From an optimization exercise on the open Yosys and OpenROAD flow, aimed at small area; shortcuts taken in it are not production practice.
In this exercise RTL edits were held to simulation tests only and were not proved equivalent to the original.
Power figures rest on the tool's default switching activity, not on a simulated workload.

Fig. 1: clock routing
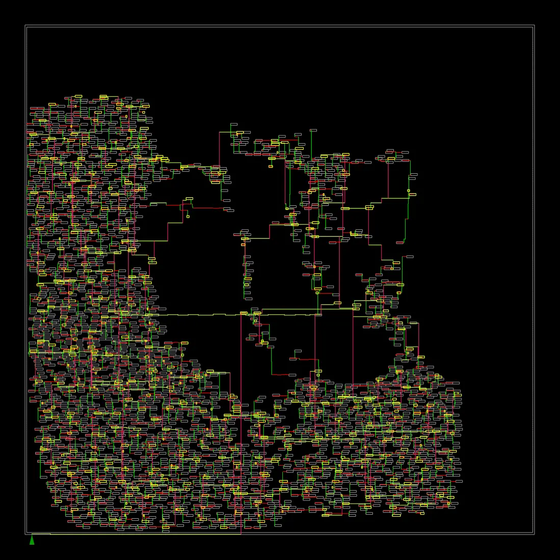
Fig. 2: layout detail
Window x 503 to 533, y 158 to 188 um. Cells in gray, sequential cells in the stronger gray; small squares are vias.
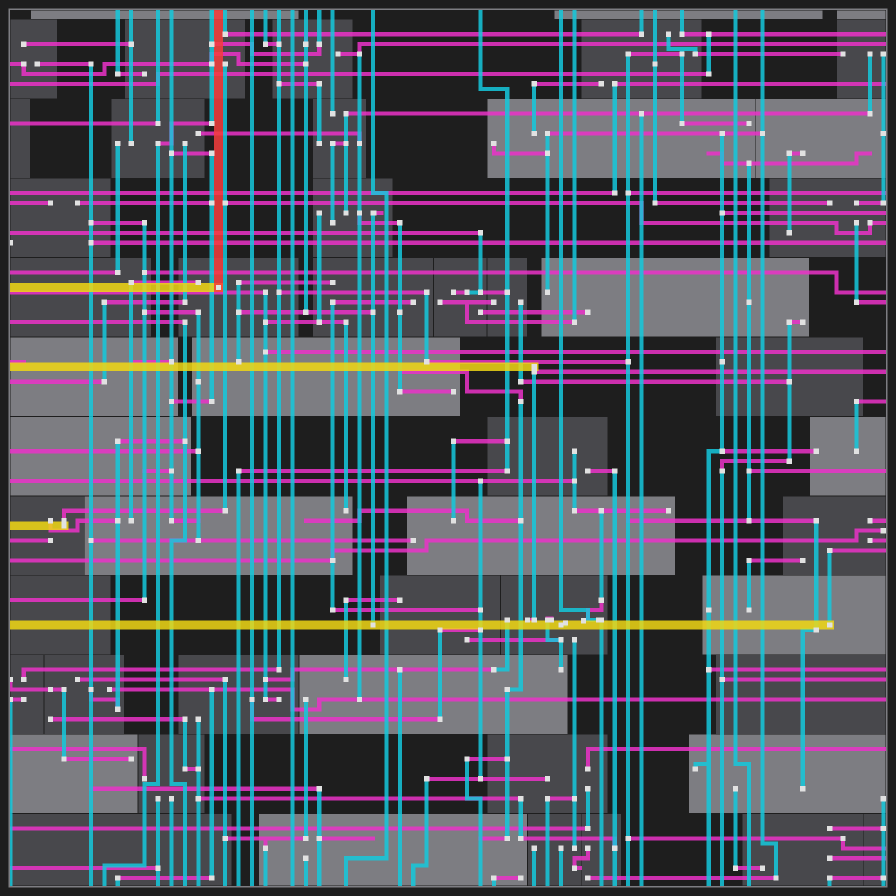
Fig. 3: wiring by layer
Scale: 1 px per um.
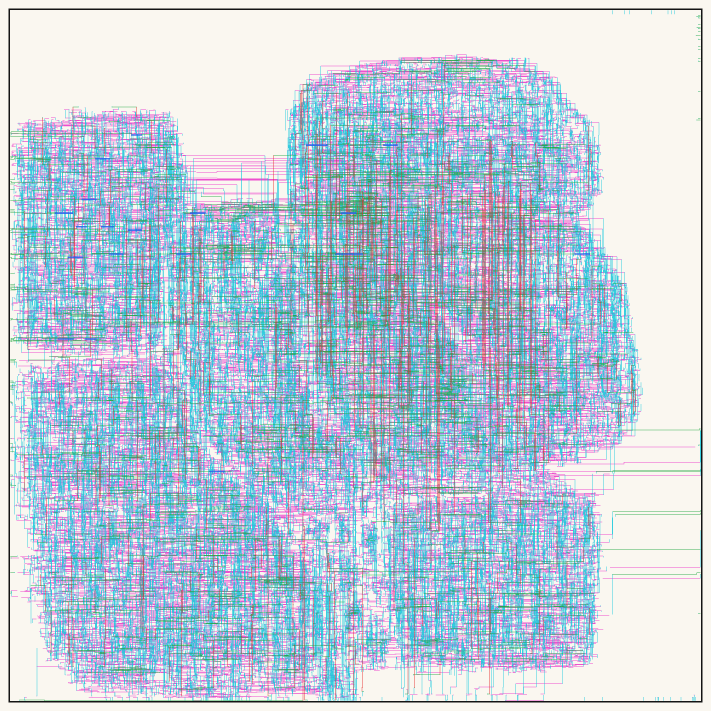
==> design/flow/design.v <==
`timescale 1ns / 1ps
module sync_fifo_reg#(
    parameter FWFT_MODE  = "TRUE",
    parameter DEPTH      = 8,
    parameter DATA_WIDTH = 16
    ) (
    input                           clk, 
    input                           rstn,
    input                           i_wr,
    input [DATA_WIDTH-1:0]          i_wr_data,
    input                           i_rd,
    output wire [DATA_WIDTH-1:0]    o_rd_data,
    output wire                     o_empty,
    output wire                     o_full
    );
         function integer clogb2;
        input [31:0] value;
        begin
            value = value - 1;
            for (clogb2 = 0; value > 0; clogb2 = clogb2 + 1) begin
                value = value >> 1;
            end
        end
    endfunction
    localparam DEPTH_WIDTH = clogb2(DEPTH);
    reg [DATA_WIDTH-1:0] fifo_data [DEPTH-1:0];
    reg [DEPTH_WIDTH-1:0]      w_ptr  ,w_ptr_nxt;
    reg [DEPTH_WIDTH-1:0]      r_ptr  ,r_ptr_nxt;
    reg [DEPTH_WIDTH-1:0]      cnt    ,cnt_nxt;
    reg                  full   ,full_nxt;
    reg                  empty  ,empty_nxt;
    reg                  valid;
    reg [DATA_WIDTH-1:0] data_buf,data_buf_nxt;
    reg en_wr,en_rd;
    integer i;
    always @(posedge clk or negedge rstn) begin
        if(!rstn) begin
            for(i=0;i<DEPTH;i=i+1) 
                fifo_data[i]   <= 0;
        end
        else begin 
            if(!full) begin 
                if(en_wr)
                    fifo_data[w_ptr] <= i_wr_data;
            end
        end    
    end    
    always @(*) begin 
        w_ptr_nxt    = w_ptr; 
        r_ptr_nxt    = r_ptr;
        cnt_nxt      = cnt;
        en_wr        = 0;
        en_rd        = 0;
        data_buf_nxt = data_buf;
        if(i_wr && !full) begin 
            w_ptr_nxt    = w_ptr + 1'b1;
            en_wr        = 1'b1;            
        end
        if(i_rd && !empty) begin 
            r_ptr_nxt    = r_ptr + 1'b1;
            en_rd        = 1'b1;            
        end
        case({i_wr,i_rd}) 
            2'b00:;  
            2'b01: begin  
                if(~empty)    cnt_nxt      = cnt   - 1'b1;
            end
            2'b10: begin  
                if(~full)     cnt_nxt      = cnt   + 1'b1;
            end
            2'b11: begin  
                if(empty)     cnt_nxt      = cnt   + 1'b1;
                else if(full) cnt_nxt      = cnt   - 1'b1;
            end
        endcase
        empty_nxt    = (cnt_nxt == 0);
        full_nxt     = (cnt_nxt == (DEPTH-1));     
        if(FWFT_MODE != "TRUE") begin 
            if(en_rd) data_buf_nxt = fifo_data[r_ptr];
        end
    end
    always @(posedge clk or negedge rstn) begin
        if(!rstn) begin
            w_ptr        <= 0;
            r_ptr        <= 0;
            cnt          <= 0;
            data_buf     <= 0;
            full         <= 0;
            empty        <= 1'b1;   
        end else begin 
            if(i_wr || i_rd) begin 
                w_ptr        <= w_ptr_nxt;
                r_ptr        <= r_ptr_nxt;
                cnt          <= cnt_nxt;                
                full         <= full_nxt;
                empty        <= empty_nxt; 
                if(FWFT_MODE != "TRUE") begin 
                    data_buf     <= data_buf_nxt;
                end
            end
        end    
    end   
    assign o_rd_data = (FWFT_MODE == "TRUE") ? fifo_data[r_ptr] : data_buf;
    assign o_empty   = empty;
    assign o_full    = full;
endmodule
`timescale 1ns / 1ps
module apb_wrapper #
    ( parameter ADDR_WIDTH = 32,
      parameter DATA_WIDTH = 32
    ) (
      input                           i_clk,
      input                           i_reset_n,
      input                           i_req_ready,
      input  [DATA_WIDTH-1:0]         i_req_rdata,
      output                          o_req_valid,
      output                          o_req_write,
      output [ADDR_WIDTH-1:0]         o_req_addr,
      output [DATA_WIDTH-1:0]         o_req_wdata,
      input                           i_psel,
      input                           i_penable,
      input                           i_pwrite,
      input [ADDR_WIDTH-1:0]          i_paddr,
      input [DATA_WIDTH-1:0]          i_pwdata,
      output wire                     o_pready,
      output wire [DATA_WIDTH-1:0]    o_prdata,
      output wire                     o_pslverr
    );
    reg [1:0]               apb_status       ,apb_status_nxt;       
    reg                     apb_ready        ,apb_ready_nxt;      
    reg                     apb_slverr       ,apb_slverr_nxt;
    reg [DATA_WIDTH-1:0]    apb_rdata        ,apb_rdata_nxt;
    reg                     req_valid        ,req_valid_nxt;
    reg                     req_write        ,req_write_nxt;
    reg [ADDR_WIDTH-1:0]    req_addr         ,req_addr_nxt;
    reg [DATA_WIDTH-1:0]    req_wdata        ,req_wdata_nxt;
    always @(posedge i_clk or negedge i_reset_n) begin
        if(!i_reset_n) begin  
            apb_status      <= 2'b00;
            apb_ready       <= 1'b0;
            apb_slverr      <= 1'b0;
            apb_rdata       <= 0;
            req_valid       <= 1'b0;
            req_write       <= 1'b0;
            req_addr        <= 0;
            req_wdata       <= 0;
        end
        else begin 
            apb_status      <= apb_status_nxt;
            apb_ready       <= apb_ready_nxt;
            apb_slverr      <= apb_slverr_nxt;
            apb_rdata       <= apb_rdata_nxt;
            req_valid       <= req_valid_nxt;
            req_write       <= req_write_nxt;
            req_addr        <= req_addr_nxt;            
            req_wdata       <= req_wdata_nxt;
        end
    end   
    always @(*) begin 
        apb_status_nxt = apb_status;
        apb_ready_nxt  = apb_ready;
        apb_slverr_nxt = 1'b0;
        apb_rdata_nxt  = apb_rdata;
        req_addr_nxt   = req_addr;
        req_write_nxt  = req_write;
        req_valid_nxt  = req_valid;
        req_wdata_nxt  = req_wdata;
        if(apb_status == 2'b00) begin 
             req_write_nxt = i_pwrite;
            if(i_psel && !i_penable) begin 
                req_addr_nxt  = i_paddr;
                if(i_req_ready) begin        
                    apb_status_nxt = 2'b01;
                    req_valid_nxt  = 1'b1;      
                    apb_ready_nxt  = 1'b1;
                    if(!i_pwrite) apb_rdata_nxt <= i_req_rdata; 
                    else          req_wdata_nxt <= i_pwdata;    
                end else begin 
                    apb_status_nxt = 2'b10;
                    apb_ready_nxt  = 1'b0;
                end
            end else begin 
                apb_status_nxt = 2'b00;
                apb_ready_nxt  = 1'b0;
            end
        end else if(apb_status == 2'b01) begin 
            apb_status_nxt = 2'b00;
            apb_ready_nxt  = 1'b0;
            req_valid_nxt  = 1'b0;                
        end else if(apb_status == 2'b10) begin 
            if(i_psel && i_penable) begin 
                if(i_req_ready) begin 
                    apb_ready_nxt  = 1'b1; 
                    apb_status_nxt = 2'b01;
                    req_valid_nxt  = 1'b1;       
                    if(!i_pwrite)  apb_rdata_nxt <= i_req_rdata;  
                    else           req_wdata_nxt <= i_pwdata;                            
                end else begin 
                    apb_status_nxt = 2'b10;
                    apb_ready_nxt  = 1'b0;                     
                end
            end else begin 
                apb_status_nxt = 2'b11;
                apb_ready_nxt  = 1'b1;
                apb_slverr_nxt = 1'b1;
            end
        end
        else begin
            apb_status_nxt = 2'b00;
            apb_ready_nxt  = 1'b0;
            apb_slverr_nxt = 1'b0;
        end
    end
    assign o_pready    = apb_ready;
    assign o_prdata    = apb_rdata;
    assign o_pslverr   = apb_slverr;
    assign o_req_valid = req_valid;
    assign o_req_write = req_write;
    assign o_req_addr  = req_addr;
    assign o_req_wdata = req_wdata;
endmodule
`timescale 1ns / 1ps
module ahb_master #(
    parameter AHB_LITE_ON = "ON",
    parameter ADDR_WIDTH  = 32,
    parameter DATA_WIDTH  = 32,
    parameter MASK_WIDTH  = (32/8),
    parameter MASTER_NUM  = 0
    ) (
    input                           i_clk,
    input                           i_reset_n,
    input                           i_req_valid,
    input                           i_req_read, 
    input [ADDR_WIDTH-1:0]          i_req_addr,
    input [4:0]                     i_req_sz,               
    input                           i_req_wdata_valid,     
    input [DATA_WIDTH-1:0]          i_req_wdata,
    output wire                     o_req_rddata_valid,
    output wire [DATA_WIDTH-1:0]    o_req_rdata,
    output wire                     o_ahb_busy,
    output wire                     o_ahb_resp,
    output wire                     o_arb_hbusreq,           
    output wire                     o_arb_hlock,             
    input                           i_arb_hgrant,            
    input [3:0]                     i_arb_hmaster,           
    input                           i_arb_hmasterlock,       
    output wire                     o_hsel,                  
    output wire [ADDR_WIDTH-1:0]    o_haddr,                 
    output wire [2:0]               o_hburst,                
    output wire                     o_hmasterlock,           
    output wire [3:0]               o_hprot,                 
    output wire [2:0]               o_hsize,                 
    output wire [1:0]               o_htrans,                
    output wire [DATA_WIDTH-1:0]    o_hwdata,                
    output wire [MASK_WIDTH-1:0]    o_hstrb,                 
    output wire                     o_hwrite,                
    input [DATA_WIDTH-1:0]          i_hrdata,                
    input                           i_hready,                
    input                           i_hresp                  
    ); 
    reg [2:0]            ahb_status      ,ahb_status_nxt;
    reg                  ahb_sel         ,ahb_sel_nxt;
    reg [ADDR_WIDTH-1:0] ahb_addr        ,ahb_addr_nxt;
    reg [2:0]            ahb_burst       ,ahb_burst_nxt;
    reg                  ahb_masterlock  ,ahb_masterlock_nxt;
    reg [3:0]            ahb_prot        ,ahb_prot_nxt;
    reg [2:0]            ahb_size        ,ahb_size_nxt;
    reg [1:0]            ahb_trans       ,ahb_trans_nxt;
    reg                  ahb_write       ,ahb_write_nxt;
    reg                  ahb_resp        ,ahb_resp_nxt;
    reg                  req_read;
    reg [2:0]            req_burst; 
    reg [3:0]            transfer_sz;
    reg [3:0]            transfer_sz_cnt;
    reg [ADDR_WIDTH-1:0] req_addr;
    wire                     ahb_rd_data_en;
    wire [DATA_WIDTH-1:0]    ahb_rd_data;
    wire [DATA_WIDTH-1:0]    res_rd_data;   
    wire                     res_rd_fifo_empty;
    wire                     res_rd_fifo_full;
    wire                     ahb_wr_data_en;
    wire [DATA_WIDTH-1:0]    ahb_wr_data;
    wire [DATA_WIDTH-1:0]    req_wr_data;   
    wire                     req_wr_data_en; 
    wire                     req_wr_fifo_empty;
    wire                     req_wr_fifo_full;
    reg [4:0]                rd_data_fifo_cnt;
    reg [4:0]                wr_data_fifo_cnt;
    wire [4:0]               rd_data_fifo_headroom;
    reg                      wr_data_ok;
    reg                      rd_data_ok;
    wire                     next_tranfer_ready;
    localparam               FIFO_DEPTH = 16;
    always @(posedge i_clk or negedge i_reset_n) begin
        if(!i_reset_n) begin  
            ahb_status  <= 3'b000;
        end
        else begin 
            ahb_status  <= ahb_status_nxt;
        end
    end  
    always @(*) begin 
        ahb_status_nxt = ahb_status;
        if(ahb_status == 3'b000) begin 
            if(i_req_valid) begin 
                ahb_status_nxt = 3'b001;
            end 
        end else if(ahb_status == 3'b001) begin 
            if(i_hready) begin 
                if (req_burst == 3'b000) begin 
                    ahb_status_nxt = 3'b000; 
                end else if(next_tranfer_ready) begin 
                    ahb_status_nxt = 3'b011;
                end else begin
                    ahb_status_nxt = 3'b010;
                end                                    
            end
        end else if(ahb_status == 3'b010) begin 
            if((req_read && !res_rd_fifo_full) || (!req_read && !req_wr_fifo_empty)) begin 
                ahb_status_nxt = 3'b011;                   
            end else begin 
                ahb_status_nxt = 3'b010;
            end                       
        end else if(ahb_status == 3'b011) begin 
            if(i_hready) begin 
                if(transfer_sz_cnt >= transfer_sz) begin 
                    if(req_read)    ahb_status_nxt = 3'b100;
                    else            ahb_status_nxt = 3'b000;
                end else if(next_tranfer_ready) begin 
                    ahb_status_nxt = 3'b011;
                end else begin  
                    ahb_status_nxt = 3'b010;
                end    
            end
        end else begin   
            if(req_read && !res_rd_fifo_full) begin 
                ahb_status_nxt = 3'b000;
            end
        end            
    end
    assign next_tranfer_ready = ((!req_read && wr_data_fifo_cnt >= 2) || (req_read && rd_data_fifo_headroom >= 2));
    always @(posedge i_clk or negedge i_reset_n) begin
        if(!i_reset_n) begin  
            wr_data_ok  <= 1'b0;
            rd_data_ok  <= 1'b0;
        end else begin 
            if(i_hready) begin 
                if(ahb_status == 3'b001 || ahb_status == 3'b011) begin 
                    rd_data_ok <= req_read;
                    wr_data_ok <= !req_read;
                end else begin 
                    rd_data_ok <= 1'b0;
                    wr_data_ok <= 1'b0;  
                end
            end
        end 
    end
    always @(posedge i_clk or negedge i_reset_n) begin
        if(!i_reset_n) begin  
            ahb_sel         <= 0;
            ahb_burst       <= 0;
            ahb_masterlock  <= 0;
            ahb_prot        <= 0;
            ahb_size        <= 0;
            ahb_trans       <= 0;
            ahb_write       <= 0;
            ahb_resp        <= 0;
        end
        else begin 
            ahb_sel         <= ahb_sel_nxt;
            ahb_burst       <= ahb_burst_nxt;
            ahb_masterlock  <= ahb_masterlock_nxt;
            ahb_prot        <= ahb_prot_nxt;
            ahb_size        <= ahb_size_nxt;
            ahb_trans       <= ahb_trans_nxt;
            ahb_write       <= ahb_write_nxt;
            ahb_resp        <= ahb_resp_nxt;
        end
    end      
    always @(*) begin 
        ahb_sel_nxt        = ahb_sel;
        ahb_burst_nxt      = ahb_burst;
        ahb_masterlock_nxt = ahb_masterlock;
        ahb_prot_nxt       = ahb_prot;
        ahb_size_nxt       = ahb_size;
        ahb_trans_nxt      = ahb_trans;     
        ahb_write_nxt      = ahb_write; 
        ahb_resp_nxt       = i_hresp;
        if(ahb_status_nxt == 3'b000) begin 
            ahb_sel_nxt        = 1'b0;
            ahb_burst_nxt      = 3'b000;
            ahb_masterlock_nxt = 1'b0;
            ahb_prot_nxt       = 4'b000;
            ahb_size_nxt       = 3'b010;
            ahb_trans_nxt      = 2'b00;
            ahb_write_nxt      = !req_read;
        end else if (ahb_status_nxt == 3'b001) begin 
            ahb_sel_nxt        = 1'b1;
            ahb_burst_nxt      = req_burst;
            ahb_masterlock_nxt = 1'b1;
            ahb_prot_nxt       = 4'b000;
            ahb_size_nxt       = 3'b010;
            ahb_trans_nxt      = 2'b10;     
            ahb_write_nxt      = !req_read;       
        end else if (ahb_status_nxt == 3'b010) begin 
            ahb_sel_nxt        = 1'b1;
            ahb_burst_nxt      = req_burst;
            ahb_masterlock_nxt = 1'b1;
            ahb_prot_nxt       = 4'b000;
            ahb_size_nxt       = 3'b010;
            ahb_trans_nxt      = 2'b01;     
            ahb_write_nxt      = !req_read;  
        end else if (ahb_status_nxt == 3'b011) begin      
            ahb_sel_nxt        = 1'b1;
            ahb_burst_nxt      = req_burst;
            ahb_masterlock_nxt = 1'b1;
            ahb_prot_nxt       = 4'b000;
            ahb_size_nxt       = 3'b010;
            ahb_trans_nxt      = 2'b11;   
            ahb_write_nxt      = !req_read;      
        end else begin   
            ahb_sel_nxt        = 1'b0;
            ahb_burst_nxt      = req_burst;
            ahb_masterlock_nxt = 1'b0;
            ahb_prot_nxt       = 4'b000;
            ahb_size_nxt       = 3'b000;
            ahb_trans_nxt      = 2'b00;   
            ahb_write_nxt      = 1'b0;                                 
        end
    end
    assign o_hsel        = ahb_sel;
    assign o_haddr       = req_addr;
    assign o_hburst      = req_burst;
    assign o_hmasterlock = ahb_masterlock;
    assign o_hprot       = ahb_prot;
    assign o_hsize       = ahb_size;
    assign o_htrans      = ahb_trans;
    assign o_hwrite      = !req_read;
    assign o_ahb_resp    = ahb_resp;
    always @(posedge i_clk or negedge i_reset_n) begin
        if(!i_reset_n) begin  
            req_read    <= 1'b0;
            transfer_sz <= 0;
            req_burst   <= 3'b000;
        end else begin 
            if(i_req_valid) begin 
                req_read    <= i_req_read;
                transfer_sz <= i_req_sz;
                if(i_req_sz == 0)       req_burst <= 3'b000;
                else if(i_req_sz == 3)  req_burst <= 3'b011;
                else if(i_req_sz == 7)  req_burst <= 3'b101;
                else if(i_req_sz == 15) req_burst <= 3'b111;
                else                    req_burst <= 3'b001;
            end
        end
    end      
    always @(posedge i_clk or negedge i_reset_n) begin
        if(!i_reset_n) begin  
            req_addr        <= 0;
            transfer_sz_cnt <= 0;
        end else begin 
            if(i_req_valid) begin 
                req_addr        <= i_req_addr;                
                transfer_sz_cnt <= 0;
            end else begin 
                if(i_hready && ((ahb_status == 3'b001) || (ahb_status == 3'b011))) begin
                    req_addr        <= req_addr + 'h4;   
                    transfer_sz_cnt <= transfer_sz_cnt + 1;
                end
            end
        end
    end      
    assign o_ahb_busy = (ahb_status == 3'b000) ? 1'b0 : 1'b1;
    sync_fifo_reg #(
    .FWFT_MODE  ("TRUE"),
    .DEPTH      (FIFO_DEPTH),
    .DATA_WIDTH (DATA_WIDTH)
    ) u_rd_data_fifo (
    .clk            (i_clk), 
    .rstn           (i_reset_n),
    .i_wr           (ahb_rd_data_en),
    .i_wr_data      (ahb_rd_data),
    .i_rd           (o_req_rddata_valid),
    .o_rd_data      (res_rd_data),
    .o_empty        (res_rd_fifo_empty),
    .o_full         (res_rd_fifo_full)
    );
    assign ahb_rd_data          = i_hrdata;
    assign ahb_rd_data_en       = rd_data_ok && i_hready; 
    assign o_req_rddata_valid   = !res_rd_fifo_empty;
    assign o_req_rdata          = res_rd_data;
    always @(posedge i_clk or negedge i_reset_n) begin
        if(!i_reset_n) begin  
            rd_data_fifo_cnt    <= 0;
        end
        else begin 
            if(ahb_rd_data_en && !o_req_rddata_valid)       rd_data_fifo_cnt <= rd_data_fifo_cnt + 1;
            else if (!ahb_rd_data_en && o_req_rddata_valid) rd_data_fifo_cnt <= rd_data_fifo_cnt - 1;
        end
    end          
    sync_fifo_reg #(
    .FWFT_MODE  ("TRUE"),
    .DEPTH      (FIFO_DEPTH),
    .DATA_WIDTH (DATA_WIDTH)
    ) u_wr_data_fifo (
    .clk            (i_clk), 
    .rstn           (i_reset_n),
    .i_wr           (req_wr_data_en),
    .i_wr_data      (req_wr_data),
    .i_rd           (ahb_wr_data_en),
    .o_rd_data      (ahb_wr_data),
    .o_empty        (req_wr_fifo_empty),
    .o_full         (req_wr_fifo_full)
    );        
    assign req_wr_data    = i_req_wdata;
    assign req_wr_data_en = i_req_wdata_valid;
    assign ahb_wr_data_en = wr_data_ok && i_hready; 
    assign o_hwdata       = ahb_wr_data;
    assign o_hstrb        =  4'b1111;  
     always @(posedge i_clk or negedge i_reset_n) begin
        if(!i_reset_n) begin  
            wr_data_fifo_cnt    <= 0;
        end
        else begin 
            if(req_wr_data_en && !ahb_wr_data_en)       wr_data_fifo_cnt <= wr_data_fifo_cnt + 1;
            else if (!req_wr_data_en && ahb_wr_data_en) wr_data_fifo_cnt <= wr_data_fifo_cnt - 1;
        end
    end      
    assign rd_data_fifo_headroom = FIFO_DEPTH - wr_data_fifo_cnt;
endmodule
`timescale 1ns / 1ps
module test_ip #
    ( parameter ADDR_WIDTH = 32,
      parameter DATA_WIDTH = 32
    ) (
      input                           i_clk,
      input                           i_reset_n,
      input                           i_psel,
      input                           i_penable,
      input                           i_pwrite,
      input [ADDR_WIDTH-1:0]          i_paddr,
      input [DATA_WIDTH-1:0]          i_pwdata,
      output wire                     o_pready,
      output wire [DATA_WIDTH-1:0]    o_prdata,
      output wire                     o_pslverr,
      input [DATA_WIDTH-1:0]          i_hrdata,               
      input                           i_hready,              
      input                           i_hresp,          
      output wire                     o_hsel,                 
      output wire [ADDR_WIDTH-1:0]    o_haddr,              
      output wire [2:0]               o_hburst,             
      output wire [3:0]               o_hprot,             
      output wire [2:0]               o_hsize,              
      output wire [1:0]               o_htrans,              
      output wire [DATA_WIDTH-1:0]    o_hwdata,            
      output wire                     o_hwrite
    );
    wire                           apb_write;
    wire [ADDR_WIDTH-1:0]          apb_addr;
    wire [DATA_WIDTH-1:0]          apb_wdata;
    wire                           apb_valid;
    wire                           apb_ready;
    wire [DATA_WIDTH-1:0]          apb_rdata;
    wire                           start_op;
    wire                           apb_wr_data_en;
    wire  [63:0]                   wr_data;
    wire                           rd_data_en;
    wire  [63:0]                   rd_data;
    wire                           wr_status_en;
    wire [DATA_WIDTH-1:0]          wr_status_data;
    wire                           apb_rd_status_en;
    wire                           write_ready;
    wire                           read_ready;
    wire                           res_data_fifo_empty, res_data_fifo_full;
    wire                           res_status_fifo_empty, res_status_fifo_full;
    reg                           req_valid, req_valid_nxt;
    reg                           req_read, req_read_nxt; 
    reg [ADDR_WIDTH-1:0]          req_addr, req_addr_nxt;            
    reg                           req_wdata_valid, req_wdata_valid_nxt;     
    reg [DATA_WIDTH-1:0]          req_wdata, req_wdata_nxt;
    reg                           ahb_rd_data_en, ahb_rd_data_en_nxt;
    reg                           ahb_busy_r, ahb_resp_r;
    wire                          req_rddata_valid;
    wire [DATA_WIDTH-1:0]         req_rdata;
    wire                          ahb_busy;
    wire                          ahb_resp;
    reg [1:0]                     status       ,status_nxt;
    reg [DATA_WIDTH-1:0]          value_A;
    reg [(DATA_WIDTH*4)-1:0]      value_B;
    reg [(DATA_WIDTH*4)-1:0]      value_result;
    reg [2:0]                     burst_count, burst_count_nxt;
    localparam               FIFO_DEPTH = 16;
    apb_wrapper #(
    .ADDR_WIDTH(32),
    .DATA_WIDTH(32)
    ) u_apb_slave(
        .i_clk                  (i_clk),
        .i_reset_n              (i_reset_n),
        .i_req_ready            (apb_ready),
        .i_req_rdata            (apb_rdata),
        .o_req_valid            (apb_valid),
        .o_req_write            (apb_write),
        .o_req_addr             (apb_addr),
        .o_req_wdata            (apb_wdata),
        .i_psel                 (i_psel),
        .i_penable              (i_penable),
        .i_pwrite               (i_pwrite),
        .i_paddr                (i_paddr),
        .i_pwdata               (i_pwdata),
        .o_pready               (o_pready),
        .o_prdata               (o_prdata),
        .o_pslverr              (o_pslverr) 
  );
   ahb_master #(
        .AHB_LITE_ON("ON"),
        .ADDR_WIDTH(32),
        .DATA_WIDTH(32),
        .MASK_WIDTH(32/8),
        .MASTER_NUM(0)
        ) u_ahb_master (
        .i_clk                          (i_clk),
        .i_reset_n                      (i_reset_n),
        .i_req_valid                    (req_valid),
        .i_req_read                     (req_read), 
        .i_req_addr                     (req_addr),
        .i_req_sz                       (5'b00011),              
        .i_req_wdata_valid              (req_wdata_valid),     
        .i_req_wdata                    (req_wdata),
        .o_req_rddata_valid             (req_rddata_valid),
        .o_req_rdata                    (req_rdata),
        .o_ahb_busy                     (ahb_busy),
        .o_ahb_resp                     (ahb_resp),
        .o_arb_hbusreq                  (),          
        .o_arb_hlock                    (),            
        .i_arb_hgrant                   (1'b0),           
        .i_arb_hmaster                  (4'b0000),          
        .i_arb_hmasterlock              (1'b0),      
        .o_hsel                         (o_hsel),                 
        .o_haddr                        (o_haddr),                
        .o_hburst                       (o_hburst),               
        .o_hmasterlock                  (),          
        .o_hprot                        (o_hprot),                
        .o_hsize                        (o_hsize),                
        .o_htrans                       (o_htrans),               
        .o_hwdata                       (o_hwdata),               
        .o_hstrb                        (),                
        .o_hwrite                       (o_hwrite),               
        .i_hrdata                       (i_hrdata),               
        .i_hready                       (i_hready),               
        .i_hresp                        (i_hresp)                 
        ); 
  always @(posedge i_clk or negedge i_reset_n) begin
        if(!i_reset_n) begin  
            status           <= 2'b00;
            req_valid        <= 1'b0;
            req_read         <= 1'b0;
            req_addr         <= 0;
            req_wdata        <= 0;
            req_wdata_valid  <= 1'b0;
            ahb_rd_data_en   <= 1'b1;
            ahb_busy_r       <= 1'b0;
            ahb_resp_r       <= 1'b0;
            burst_count      <= 0;
        end
        else begin  
            status           <= status_nxt;
            req_valid        <= req_valid_nxt;
            req_read         <= req_read_nxt;
            req_addr         <= req_addr_nxt;            
            req_wdata        <= req_wdata_nxt;
            req_wdata_valid  <= req_wdata_valid_nxt;
            ahb_rd_data_en   <= ahb_rd_data_en_nxt;
            ahb_busy_r       <= ahb_busy;
            ahb_resp_r       <= ahb_resp;
            burst_count      <= burst_count_nxt;
        end
    end   
    always @(posedge i_clk or negedge i_reset_n) begin
        if(!i_reset_n) begin
            value_result <= 0;
            value_A      <= 0;
            value_B      <= 0;
        end else begin
            if((status == 2'b00) && start_op)
                value_A <= rd_data[31:0];
            else if((status == 2'b01) && req_rddata_valid)
                value_B[32*burst_count+:DATA_WIDTH] <= req_rdata;
            else if(status == 2'b10) begin
                if(value_A[1:0] == 0) begin
                    value_result[32*0+:DATA_WIDTH] <= value_A + value_B[32*0+:DATA_WIDTH];
                    value_result[32*1+:DATA_WIDTH] <= value_A + value_B[32*1+:DATA_WIDTH];
                    value_result[32*2+:DATA_WIDTH] <= value_A + value_B[32*2+:DATA_WIDTH];
                    value_result[32*3+:DATA_WIDTH] <= value_A + value_B[32*3+:DATA_WIDTH];
                end else if(value_A[1:0] == 1) begin
                    value_result[32*0+:DATA_WIDTH] <= value_A - value_B[32*0+:DATA_WIDTH];
                    value_result[32*1+:DATA_WIDTH] <= value_A - value_B[32*1+:DATA_WIDTH];
                    value_result[32*2+:DATA_WIDTH] <= value_A - value_B[32*2+:DATA_WIDTH];
                    value_result[32*3+:DATA_WIDTH] <= value_A - value_B[32*3+:DATA_WIDTH];
                end else if(value_A[1:0] == 2) begin
                    value_result[32*0+:DATA_WIDTH] <= value_A * value_B[32*0+:DATA_WIDTH];
                    value_result[32*1+:DATA_WIDTH] <= value_A * value_B[32*1+:DATA_WIDTH];
                    value_result[32*2+:DATA_WIDTH] <= value_A * value_B[32*2+:DATA_WIDTH];
                    value_result[32*3+:DATA_WIDTH] <= value_A * value_B[32*3+:DATA_WIDTH];
                end else begin
                    value_result[32*0+:DATA_WIDTH] <= value_A > value_B[32*0+:DATA_WIDTH] ? value_A : value_B[32*0+:DATA_WIDTH];
                    value_result[32*1+:DATA_WIDTH] <= value_A > value_B[32*1+:DATA_WIDTH] ? value_A : value_B[32*1+:DATA_WIDTH];
                    value_result[32*2+:DATA_WIDTH] <= value_A > value_B[32*2+:DATA_WIDTH] ? value_A : value_B[32*2+:DATA_WIDTH];
                    value_result[32*3+:DATA_WIDTH] <= value_A > value_B[32*3+:DATA_WIDTH] ? value_A : value_B[32*3+:DATA_WIDTH];
                end
            end
        end
    end
    always @(*) begin 
        status_nxt           = status;
        req_valid_nxt        = req_valid;
        req_read_nxt         = req_read;
        req_addr_nxt         = req_addr;
        req_wdata_nxt        = req_wdata;
        req_wdata_valid_nxt  = req_wdata_valid;
        ahb_rd_data_en_nxt   = ahb_rd_data_en;
        burst_count_nxt      = burst_count;
        case (status)
        2'b00: begin 
            burst_count_nxt  = 0;
            if(start_op) begin 
                status_nxt = 2'b01;
                req_valid_nxt  = 1'b1;
                req_read_nxt   = 1'b1;
                req_addr_nxt   = 32'h00000000 + rd_data[62:32];
                ahb_rd_data_en_nxt = 1'b0;
            end else begin
                status_nxt = 2'b00;
            end
        end 
        2'b01: begin
            req_valid_nxt  = 1'b0; 
            if(req_rddata_valid) begin
                burst_count_nxt = burst_count_nxt + 1;
                if(burst_count_nxt > 3) begin
                    status_nxt = 2'b10;
                    burst_count_nxt = 0;
                end else begin
                    status_nxt = 2'b01;
                end
            end
        end
        2'b10: begin 
            req_valid_nxt  = 1'b1;
            req_read_nxt   = 1'b0;
            status_nxt = 2'b11;
        end
        default: begin
            req_valid_nxt  = 1'b0;
            req_wdata_valid_nxt = 1'b1;
            if(burst_count_nxt > 3) begin
                req_wdata_valid_nxt = 1'b0;
                if(wr_status_en) begin
                    status_nxt = 2'b00;
                    ahb_rd_data_en_nxt = 1'b1;
                    burst_count_nxt = 0;
                end else begin
                    status_nxt = 2'b11;
                end
            end else begin
                status_nxt = 2'b11;
                req_wdata_nxt = value_result[32*burst_count+:DATA_WIDTH];
                burst_count_nxt = burst_count_nxt + 1;
            end
        end
        endcase
    end
   sync_fifo_reg #(
    .FWFT_MODE  ("TRUE"),
    .DEPTH      (FIFO_DEPTH),
    .DATA_WIDTH (DATA_WIDTH + ADDR_WIDTH)
    ) apb_data_fifo (
    .clk            (i_clk), 
    .rstn           (i_reset_n),
    .i_wr           (apb_wr_data_en),
    .i_wr_data      (wr_data),
    .i_rd           (rd_data_en),
    .o_rd_data      (rd_data),
    .o_empty        (res_data_fifo_empty),
    .o_full         (res_data_fifo_full)
    );
    assign apb_wr_data_en = apb_valid && apb_write;
    assign wr_data = {apb_addr, apb_wdata};
    assign start_op = !res_data_fifo_empty;
    assign rd_data_en = start_op && ahb_rd_data_en;
    sync_fifo_reg #(
    .FWFT_MODE  ("TRUE"),
    .DEPTH      (FIFO_DEPTH),
    .DATA_WIDTH (DATA_WIDTH)
    ) status_fifo (
    .clk            (i_clk), 
    .rstn           (i_reset_n),
    .i_wr           (wr_status_en),
    .i_wr_data      (wr_status_data),
    .i_rd           (apb_rd_status_en),
    .o_rd_data      (apb_rdata),
    .o_empty        (res_status_fifo_empty),
    .o_full         (res_status_fifo_full)
    );
    assign wr_status_en = (ahb_busy_r && !ahb_busy) && !req_read;
    assign apb_rd_status_en = apb_valid && !apb_write;
    assign wr_status_data = {31'b0, !ahb_resp_r};
    assign write_ready = !res_data_fifo_full;
    assign read_ready = !res_status_fifo_empty;
    assign apb_ready = (i_pwrite && write_ready) || (!i_pwrite && read_ready);
endmodule
==> design/flow/run.sh <==
#!/bin/bash
# synth_recipe.tcl (not shown) runs the flow's synth.tcl, then flattens the netlist and writes it again
# the make line also repeats each setting of config.mk as NAME=value (left out here)
make -C /OpenROAD-flow-scripts/flow DESIGN_CONFIG=/design/flow/config.mk WORK_HOME=/design/flow/orfs CLKGATE_MAP_FILE= SYNTH_SCRIPT=/design/flow/synth_recipe.tcl finish
==> design/flow/config.mk <==
export PLATFORM = sky130hd
export DESIGN_NAME = test_ip
export DESIGN_NICKNAME = test_ip
export VERILOG_FILES = /design/flow/design.v
export SDC_FILE = /design/flow/constraint.sdc
export NUM_CORES = 4
export LEC_CHECK = 0
export CAP_MARGIN = 20
export CORE_MARGIN = 2
export CORE_UTILIZATION = 40
export PLACE_DENSITY = 0.6
export SLEW_MARGIN = 20
==> design/flow/constraint.sdc <==
create_clock -name core_clock -period 10.0 [get_ports {i_clk}]
set_input_delay 2.0000 -clock core_clock [delete_from_list [all_inputs] [get_ports {i_clk}]]
set_output_delay 2.0000 -clock core_clock [all_outputs]
set_load 0.01 [all_outputs]
==> out/results.txt <==
Clock Latency Late Sink: 0.93 ns
peak supply drop: 230 uV
port bufs: 175
LEAKAGE: 97.9 nW
post-synthesis cell area: 189000 um^2
Root Driver: clkbuf_16
DR vias/cell: 5.75
sequential area share after synthesis: 34.3%
Sink Count: 2588
Final period util: 88.3%
Core Footprint: 470000 um^2
final hold vios: 0
initial core utilization: 40.1%
R2R setup slack: 1.17 ns
Multi-input gate area: 113000 um^2
die width: 691 um
ranking of synthesized cells by area: dfrtp_1, fa_1, mux2_2, ha_1, inv_1
worst path required time: 10.77 ns
Critical Path Start: value_A[6]
post-CTS sizing: 0
PwrDens: 314 nW/um^2
Die H: 691 um
vias in the first global route: 141000
largest area contributor in the netlist: dfrtp_1
hpwl dp: 418 mm
EDFF count, synth: 0
status: no timing/DRC/antenna violations
Worst Path Max Fanout: 38
CTS tree: yes
Synth top area share: 34.2%
mean routed wirelength per cell: 26.3 um
unrepaired setup endpoints after global routing: no
clk buf depth: 4
routability cong.: 0.955
Cells after Synth: 17700
global-route wire length before repair: 942 mm
Max Slew Vio Count: 0
dpl cells: 23300
Iteration-0 DRC Markers: 12700
Setup Buffers After CTS: 0
-- Fig. 1 (at the start) --
Final Skew: 0.0540 ns
clock buffers: 454

-- Fig. 2 (at the start) --
layer	color
metal 1	magenta
metal 3	yellow
metal 4	red
metal 2	cyan
sequential cells in the window	11
most frequent	mux2_2 (13), dfrtp_1 (11)
cells with their middle in the window	41
netlist names of flops here include	u_ahb_master.u_wr_data_fifo.fifo_data (10), req_wdata (1)

-- Fig. 3 (at the start) --
layer	color	wire length
metal 4	red	28.7 mm
metal 2	cyan	283 mm
metal 3	green	45.8 mm
metal 1	magenta	269 mm
metal 5	blue	267 um

==> worst min path at each step <==
| stage | start | end | depth (start not counted) |
|---|---|---|---|
| after global placement | u_ahb_master.ahb_resp | ahb_resp_r | 0 |
| after global routing | u_ahb_master.ahb_resp | ahb_resp_r | 0 |
| after detailed placement | u_ahb_master.ahb_resp | ahb_resp_r | 0 |
| after floorplan | u_ahb_master.ahb_resp | ahb_resp_r | 0 |
| after CTS | u_ahb_master.ahb_resp | ahb_resp_r | 0 |
| final | u_ahb_master.ahb_resp | ahb_resp_r | 0 |
==> cell families after synthesis <==
logic type	count (synthesis)	synth area share, %
and+or+nand+nor	3926	10.1
other	1	0.00199
xor gates and xnor gates	547	2.54
DFF	2588	34.3
AOI/OAI and AO/OA	2831	10.3
muxes	2255	13.6
buffers and inverters	3135	6.34
adders and majority gates	2453	22.8
==> synth_stat cells (69+ instances only) <==
library cell	count
a211oi_1	69
a21o_1	98
a21oi_1	544
a221oi_1	150
a22o_1	256
a22oi_1	642
and2_1	1068
buf_1	114
clkbuf_1	1143
dfrtp_1	2583
fa_1	1641
ha_1	811
inv_1	1807
mux2_2	2112
mux2i_1	101
nand2_1	1367
nand3_1	214
nand4_1	164
nor2_1	712
nor3_1	116
o21ai_0	467
o22ai_1	92
xnor2_1	414
xor2_1	133
==> per-stage QoR <==
step / instance area, um^2 / total power, mW / setup WS, ns / hold WS (ns) / utilization, %
6_report: 208000 / 65.4 / 1.17 / 0.352 / 44.2
5_1_grt: 208000 / 69.6 / 0.876 / 0.370 / 44.2
4_1_cts: 208000 / 65.1 / 1.28 / 0.359 / 44.2
3_5_place_dp: 198000 / 53.6 / 1.36 / 0.346 / 42.0
3_3_place_gp: 198000 / 53.1 / 1.43 / 0.339 / 42.0
2_1_floorplan: 189000 / 40.3 / 1.72 / 0.331 / -
==> cell type report <==
class	instances	area share [%]
multi-input cells	12100	54.3
inverters	1809	3.27
well taps	6223	3.75
repair buffers	622	2.63
clock inverters	83	0.549
flip-flops and latches	2588	31.2
diodes	13	0.0156
clock buffers	454	4.29
==> registers in the layout (all words and copies together) (netlist names), 128 cells and up <==
signal / cells
apb_data_fifo.fifo_data: 1008
u_ahb_master.u_rd_data_fifo.fifo_data: 512
u_ahb_master.u_wr_data_fifo.fifo_data: 512
value_B: 128
value_result: 128
==> cell usage in the layout, fill, tap and decap left out, types with 420 or more instances in the layout <==
cell        n
dfrtp_1  2550
ha_1      810
a21oi_1   544
inv_1    1806
fa_1     1641
nand2_1  1356
mux2_2   2112
buf_4     420
a22oi_1   642
o21ai_0   466
nor2_1    681
and2_1   1048
==> metal layers <==
metal	routed length (um)	track usage [%]	up-vias	share of wire (%)
li1	-	-	58800	-
met1	269000	35.9	72100	43
met2	283000	40.9	5005	45
met3	45800	4.27	1189	7.3
met4	28700	10.1	38	4.6
met5	266	0	-	0.042
==> worst max-delay path, stage by stage (launching register included) <==
cell	delay (ns)
dfrtp_4	0.97
ha_1	0.35
inv_1	0.11
fa_1	0.48
inv_1	0.05
fa_1	0.51
inv_1	0.06
fa_1	0.47
fa_1	0.49
inv_1	0.04
ha_1	0.27
ha_1	0.29
fa_1	0.50
fa_1	0.44
ha_1	0.38
a211oi_1	0.40
a21boi_0	0.27
a41oi_1	0.69
nor3_1	0.12
a221oi_1	0.30
buf_4	0.20
o22ai_1	0.06
a2111oi_0	0.77
o21ai_0	0.15
o311ai_0	0.12
==> report_power, final <==
group	leakage, nW	switching [mW]	internal [mW]
Sequential	34.3	4.72	14.3
Combinational	58.7	21.1	13.9
Clock	4.93	4.66	6.61

## afterwards: timing with drivers on the ports
No port has a modelled driver above. Below, the same layout with a new extraction and two added sets of constraints. Step 1 assumes that a clkbuf_16 drives the clock port and a buf_2 every other input. Step 2 times the ports against the registers' clock, not the clock port: input delays grow and output delays shrink by t, the midpoint of the rising clock arrivals with the driver on. Three values: no drivers, after step 1, after step 2; two values: the first two.
t, ns: 1.013
slack for setup (ns): 1.172 / 1.172 / 1.172
hold slack, ns: 0.352 / 0.352 / 0.352
worst setup path after step 2: register to register
pins driven straight from the clock port: 1
After both steps setup and hold are still met in this run. The setup slack of this run moves by 0.000 ns with the drivers and by 0.000 ns with both steps.
